Source: an optimization exercise on an open RTL-to-GDS flow (aim: small area, a short achievable clock period and few clock cycles). Production flows keep margins and buffers that such runs may drop.
The RTL was checked by simulation tests, not by an equivalence proof against the original design.
Power figures rest on the tool's default switching activity, not on a simulated workload.

**Nets reached from selected ports**

Drawn at 1 px/µm.
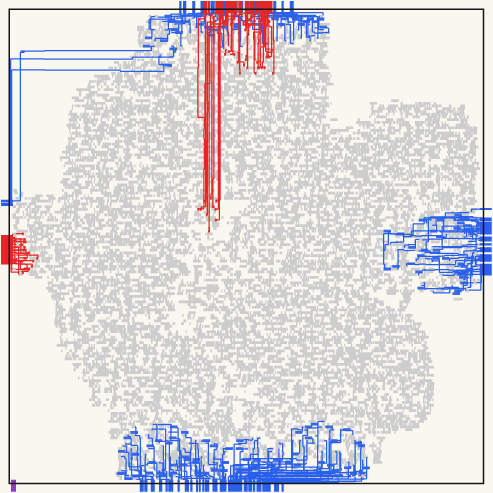
**Critical path on the layout**

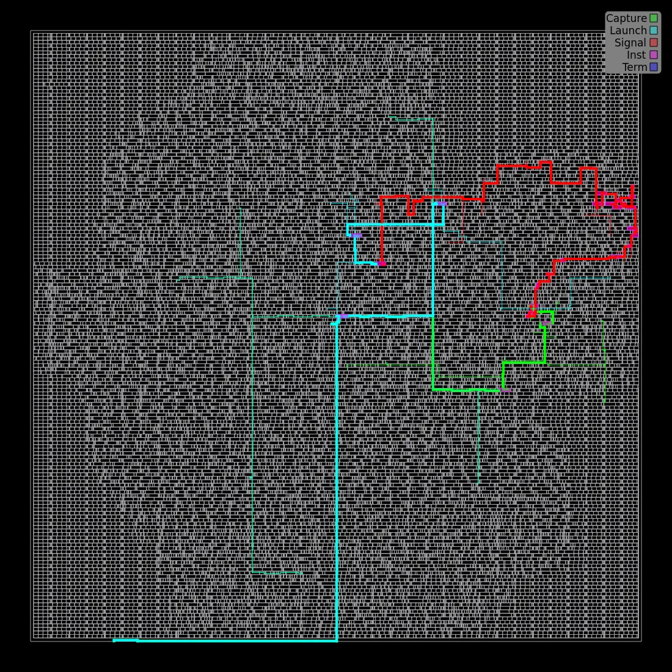
**Wiring by layer**

Drawn at 1 px/µm. Two of the layers only.
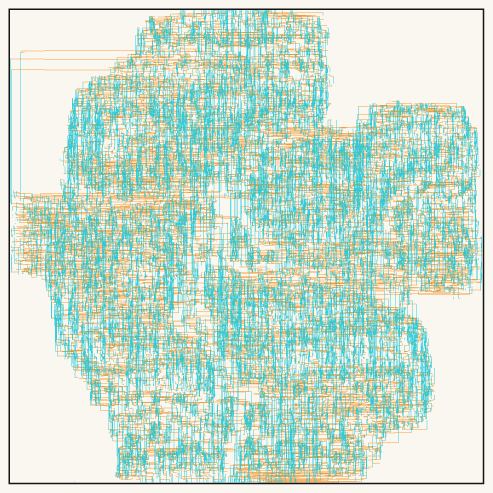
==> flow/design.v <==
`timescale 1ns / 1ps
module mac
    #(parameter width_p = 32)
    (
    input [0:0] clk_i
    ,input [0:0] reset_i
    ,input [0:0] en_i
    ,output [width_p-1:0] accum_o
    ,output[0:0] accum_valid_o
    ,input [0:0] a_valid_i
    ,output [0:0] a_ready_o
    ,input [width_p-1:0] a_i
    ,input [0:0] b_valid_i
    ,output [0:0] b_ready_o
    ,input [width_p-1:0] b_i
    ,output [0:0] a_valid_o
    ,input [0:0] a_yumi_i
    ,output [width_p-1:0] a_o
    ,output [0:0] b_valid_o
    ,input [0:0] b_yumi_i
    ,output [width_p-1:0] b_o
    );
    typedef enum logic [7:0] {
        READY_S  = 8'b00000001,
        A_HELD_S = 8'b00000010,
        B_HELD_S = 8'b00000100,
        MULT_S   = 8'b00001000,
        ACCUM_S  = 8'b00010000,
        A_YUMI_S = 8'b00100000,
        B_YUMI_S = 8'b01000000,
        DONE_S   = 8'b10000000
    } state_e;
    state_e state_r, state_n;
    logic [width_p-1:0] a_r, b_r, accum_r, product_r;
    assign a_o = a_r;
    assign b_o = b_r;
    assign accum_o = accum_r;
    assign accum_valid_o = (state_r == READY_S);
    assign a_ready_o = (state_r == READY_S | state_r == B_HELD_S);
    assign b_ready_o = (state_r == READY_S | state_r == A_HELD_S);
    assign a_valid_o = (state_r == DONE_S | state_r == B_YUMI_S);
    assign b_valid_o = (state_r == DONE_S | state_r == A_YUMI_S);  
    always_comb begin
        casez ({state_r, a_valid_i, b_valid_i, a_yumi_i, b_yumi_i})
            {READY_S, 4'b10??}  : state_n = A_HELD_S;
            {READY_S, 4'b01??}  : state_n = B_HELD_S;
            {READY_S, 4'b11??}  : state_n = MULT_S;
            {A_HELD_S, 4'b?1??} : state_n = MULT_S;
            {B_HELD_S, 4'b1???} : state_n = MULT_S;
            {MULT_S, 4'b????}   : state_n = ACCUM_S;  
            {ACCUM_S, 4'b????}  : state_n = DONE_S;  
            {DONE_S, 4'b??10}   : state_n = A_YUMI_S;
            {DONE_S, 4'b??01}   : state_n = B_YUMI_S;
            {DONE_S, 4'b??11}   : state_n = READY_S;
            {A_YUMI_S, 4'b???1} : state_n = READY_S;
            {B_YUMI_S, 4'b??1?} : state_n = READY_S;
            default : state_n = state_r;  
        endcase
    end
    always_ff @(posedge clk_i) begin
        if (reset_i) begin
            state_r <= READY_S;
        end else if (en_i) begin
            state_r <= state_n;
        end
    end
    always_ff @(posedge clk_i) begin
        if (reset_i) begin
            a_r <= '0;
        end else if (en_i & (state_r == READY_S | state_r == B_HELD_S)) begin
            a_r <= a_i;
        end
    end
    always_ff @(posedge clk_i) begin
        if (reset_i) begin
            b_r <= '0;
        end else if (en_i & (state_r == READY_S | state_r == A_HELD_S)) begin
            b_r <= b_i;
        end
    end
    always_ff @(posedge clk_i) begin
        if (reset_i) begin
            product_r <= '0;
        end else if (en_i & (state_r == MULT_S)) begin
            product_r <= a_r * b_r;
        end
    end
    always_ff @(posedge clk_i) begin
        if (reset_i) begin
            accum_r <= '0;
        end else if (en_i & (state_r == ACCUM_S)) begin
            accum_r <= accum_r + product_r;
        end
    end
endmodule
`timescale 1ns / 1ps
module mac_array
#(
parameter width_p = 32
,parameter array_width_p = 2
,parameter array_height_p = 2
)
(input [0:0] clk_i
,input [0:0] reset_i
,input [0:0] en_i
,input [(width_p * array_height_p)-1:0] row_i
,input [array_height_p-1:0] row_valid_i
,output [array_height_p-1:0] row_ready_o
,input [(width_p * array_width_p)-1:0] col_i
,input [array_width_p-1:0] col_valid_i
,output [array_width_p-1:0] col_ready_o
,output [(width_p * array_width_p * array_height_p)-1:0] z_o
,output [(array_width_p * array_height_p)-1:0] z_valid_o
,input [(array_width_p * array_height_p)-1:0] z_yumi_i
);
wire [width_p-1:0] rows_w [array_height_p-1:0][array_width_p:0];  
wire [width_p-1:0] cols_w [array_height_p:0][array_width_p-1:0];  
wire [width_p-1:0] z_w [array_height_p-1:0][array_width_p-1:0];
wire [0:0] row_valids_w [array_height_p-1:0][array_width_p:0]; 
wire [0:0] col_valids_w [array_height_p:0][array_width_p-1:0];  
wire [0:0] z_valids_w [array_height_p-1:0][array_width_p-1:0];
wire [0:0] row_readys_w [array_height_p-1:0][array_width_p:0]; 
wire [0:0] col_readys_w [array_height_p:0][array_width_p-1:0];  
wire [0:0] z_readys_w [array_height_p-1:0][array_width_p-1:0];
for (genvar i = 0; i < array_width_p; i++) begin
    assign cols_w[0][i] = col_i[(width_p*(i+1))-1:(width_p*i)];
    assign col_valids_w[0][i] = col_valid_i[i];
    assign col_ready_o[i] = col_readys_w[0][i];
end
for (genvar i = 0; i < array_height_p; i++) begin
    assign rows_w[i][0] = row_i[(width_p*(i+1))-1:(width_p*i)];
    assign row_valids_w[i][0] = row_valid_i[i];
    assign row_ready_o[i] = row_readys_w[i][0];
end
for (genvar i = 0; i < array_height_p; i++) begin
    for (genvar j = 0; j < array_width_p ; j++) begin
        assign z_o[
            (width_p*(j+1+(i*array_width_p)))-1 : 
            (width_p*(j+(i*array_width_p)))
            ] = z_w[i][j];  
        assign z_valid_o[i+(j*array_width_p)] = z_valids_w[i][j];
        assign z_readys_w[i][j] = z_yumi_i[i+(j*array_width_p)];
    end
end
for (genvar i = 0; i < array_height_p; i++) begin
    assign row_readys_w[i][array_width_p] = 1'b1;
end
for (genvar i = 0; i < array_width_p; i++) begin
    assign col_readys_w[array_height_p][i] = 1'b1;
end
for (genvar i = 0; i < array_height_p; i++) begin
    for (genvar j = 0; j < array_width_p; j++) begin
         mac
         #(width_p)
         mac_inst
         (.clk_i(clk_i)
         ,.reset_i(reset_i)
         ,.en_i(en_i)
         ,.accum_o(z_w[i][j])
         ,.accum_valid_o(z_valids_w[i][j])
         ,.a_valid_i(row_valids_w[i][j])
         ,.a_ready_o(row_readys_w[i][j])
         ,.a_i(rows_w[i][j])
         ,.b_valid_i(col_valids_w[i][j])
         ,.b_ready_o(col_readys_w[i][j])
         ,.b_i(cols_w[i][j])
         ,.a_valid_o(row_valids_w[i][j+1])
         ,.a_yumi_i(row_readys_w[i][j+1])
         ,.a_o(rows_w[i][j+1])  
         ,.b_valid_o(col_valids_w[i+1][j])
         ,.b_yumi_i(col_readys_w[i+1][j])
         ,.b_o(cols_w[i+1][j])  
         );
    end
end
endmodule
==> flow/run.sh <==
#!/bin/bash
# synth_recipe.tcl (not shown) runs the flow's synth.tcl, then flattens the netlist and writes it again
# the make line also repeats each setting of config.mk as NAME=value (left out here)
make -C /OpenROAD-flow-scripts/flow DESIGN_CONFIG=/design/flow/config.mk WORK_HOME=/design/flow/orfs CLKGATE_MAP_FILE= SYNTH_SCRIPT=/design/flow/synth_recipe.tcl finish
==> flow/config.mk <==
export PLATFORM = sky130hd
export DESIGN_NAME = mac_array
export DESIGN_NICKNAME = mac_array
export VERILOG_FILES = /design/flow/design.v
export SDC_FILE = /design/flow/constraint.sdc
export NUM_CORES = 4
export LEC_CHECK = 0
export CAP_MARGIN = 20
export CORE_MARGIN = 2
export CORE_UTILIZATION = 40
export SLEW_MARGIN = 20
==> flow/constraint.sdc <==
create_clock -name core_clock -period 8.5 [get_ports {clk_i}]
set_input_delay 1.7000 -clock core_clock [delete_from_list [all_inputs] [get_ports {clk_i}]]
set_output_delay 1.7000 -clock core_clock [all_outputs]
set_load 0.01 [all_outputs]
==> flow_summary.yaml <==
routing:
  drc: 0
  detail_route.iter0.violations: 4077
  ant_nets: 0
  firstDrtPassIters: 5
synth:
  avgSynthCellArea_um2: 8.579
  ys_types: 90
  synth_ff_type: "dfxtp_1"
  synth_area_um2: 87870
  yosysWarnings: 2
cts:
  cts_hold_buf: 0
  postCtsSetupRepairBufs: 0
  cts_buffers: 72
  clock_latency_ps: 730
  clockBufferDepth: 3
  clk_pin_slew_ps: 70
  h-tree-depth: 3
final_layout:
  syn2layout_area_growth_pct: 9.163
  multi_input_area_um2: 68930
  multi_input_area_share_pct: 71.86
  inverters_excl_clock: 1584
  post-route-cell-area_um2: 95920
  bufAreaShareNonClock_pct: 4.325
  buffers: 461
  regArea_um2: 10810
  clock_buffers: 93
  n_antenna_cell: 6
  layout_common_cells: "1938 x nand2_1, 1636 x fa_1, 1583 x inv_1, 1168 x and2_1, 651 x a21oi_1"
  fin_nets: 12580
setup_path:
  setup.worst_path.end: "genblk6[1].genblk1[1].mac_inst.product_r[25]"
  r2r-end: "genblk6[1].genblk1[1].mac_inst.product_r[25]"
  ff2ff_setup_slack_ps: 650
  start_kind: "flip-flop"
  r2r_start: "genblk6[1].genblk1[1].mac_inst.a_r[6]"
power_and_ir_drop:
  p_sw_mw: 3.002
  switching_share_pct: 36.28
  p_int_mw: 5.272
  comb_power_share_pct: 25.1
  p_leak_nw: 44.19
  pg_clk_mw: 3.23
global_routing:
  gr-usage-met2_pct: 38.33
  gr-total-overflow: 0
  antenna_found_initial: 4
  grt_use_met1_pct: 30.48
  grt_max_degree: 162
sta:
  rsz0062_at_grt: "no"
  finalHoldViolations: 0
  worst_pin_slew_ps: 1219
  max_clock_freq_mhz: 127.5
  slew_viol_final: 0
worst_hold_path:
  hp-class: "flip-flop to flip-flop"
  hold_start: "genblk6[0].genblk1[1].mac_inst.product_r[16]"
floorplanning:
  fp.dieH_um: 472.7
  die_w_um: 472.7
  start_util_pct: 40.11
  die_area_um2: 223400
placed_design:
  place_congestion: 0.9234
outcome:
  outcome: "complete, no violations"
Testbench counts, summed over its fixed seeds: cycles 9,220.
-- 'nets reached from selected ports' (at the start) --
blue -> `z_o`  # bits 128, direction output, edge 64 bottom, 32 right, 29 top, 3 left, end cells 128, wire 9560 µm
purple -> `z_yumi_i`  # bits 4, direction input, edge bottom, end cells 0
red -> `col_i`  # bits 64, direction input, edge 43 top, 21 left, end cells 64, wire 4090 µm
Ports: 275
port buffer count: 270

-- 'critical path on the layout' (at the start) --
PnR worst setup slack: 654.4 ps
Util after Layout: 43.78%
Fin Setup TNS: 0 ps
Final Critical Period: 7846 ps
fin cells: 13120

-- 'wiring by layer' (at the start) --
cyan -> M2  # wire length 121 mm
orange -> M1  # wire length 108 mm
DR WL/cell: 19.33 µm
total length of routed wires: 253700 µm
via count: 67880
GRT Util Overall: 23.12%

## synthesized netlist by cell type, drive strengths merged, types with 33 or more instances
| master | count | area (µm²) |
|---|---|---|
| a21o | 96 | 720.7 |
| nand3 | 95 | 475.5 |
| and2 | 1168 | 7307 |
| nor2b | 37 | 231.5 |
| o21ai | 121 | 613.1 |
| o21a | 37 | 277.8 |
| inv | 1584 | 5946 |
| a211oi | 56 | 437.9 |
| xnor2 | 326 | 2855 |
| nor3 | 53 | 275.3 |
| dfxtp | 540 | 10810 |
| nor2 | 215 | 809.5 |
| or3 | 33 | 221.5 |
| clkbuf | 567 | 2128 |
| a21oi | 651 | 3258 |
| ha | 616 | 7707 |
| xor2 | 107 | 937.2 |
| fa | 1636 | 32750 |
| nand2 | 1941 | 7286 |
## layer usage
layer / vias to the layer above / part of all wire [%] / wire length, µm
met1: 34610 / 43 / 108100
met3: 436 / 4.7 / 11850
li1: 31100 / - / -
met2: 1730 / 48 / 120800
met4: 2 / 5.1 / 12910
met5: - / 0.0051 / 13
## state kept, by name (all words and copies together) (netlist names)
register,cells
genblk6.genblk1.mac_inst.a_r,128
genblk6.genblk1.mac_inst.accum_r,128
genblk6.genblk1.mac_inst.b_r,128
genblk6.genblk1.mac_inst.product_r,128
genblk6.genblk1.mac_inst.state_r,28
## cells by family after synthesis
logic type,after synthesis,synth area share [%]
compound gates,1154,7.886
xor+xnor,433,4.316
fa+ha+maj,2252,46.04
buf+inv,2170,9.319
flops,540,12.30
mux,9,0.1039
simple gates,3685,20.03
## per-stage QoR
step	instances	hold slack (ps)	total power, mW	setup slack [ps]	util (%)
final	13120	452.2	8.274	654.4	43.78
after global routing	13120	479.4	8.695	257.1	43.78
after floorplan	10240	435.6	4.181	1493	-
after CTS	13120	457.0	8.383	661.1	43.77
after detailed placement	12990	450.0	5.102	710.9	42.64
after global placement	12990	447.1	5.066	766.5	42.64
## worst max-delay path: stages, from the launching register on
cell       delay, ps
dfxtp_1         1080
nand2_1          180
fa_1             570
fa_1             440
fa_1             480
fa_1             570
inv_1             50
ha_1             270
ha_1             290
inv_1             70
fa_1             430
fa_1             490
inv_1             40
ha_1             310
o21a_1           240
o21a_1           180
a211oi_1         390
o2111ai_1        200
a311oi_1         330
o21bai_1         110
a21oi_1          250
nor2b_1           90
or4_1            470
a31oi_1          170
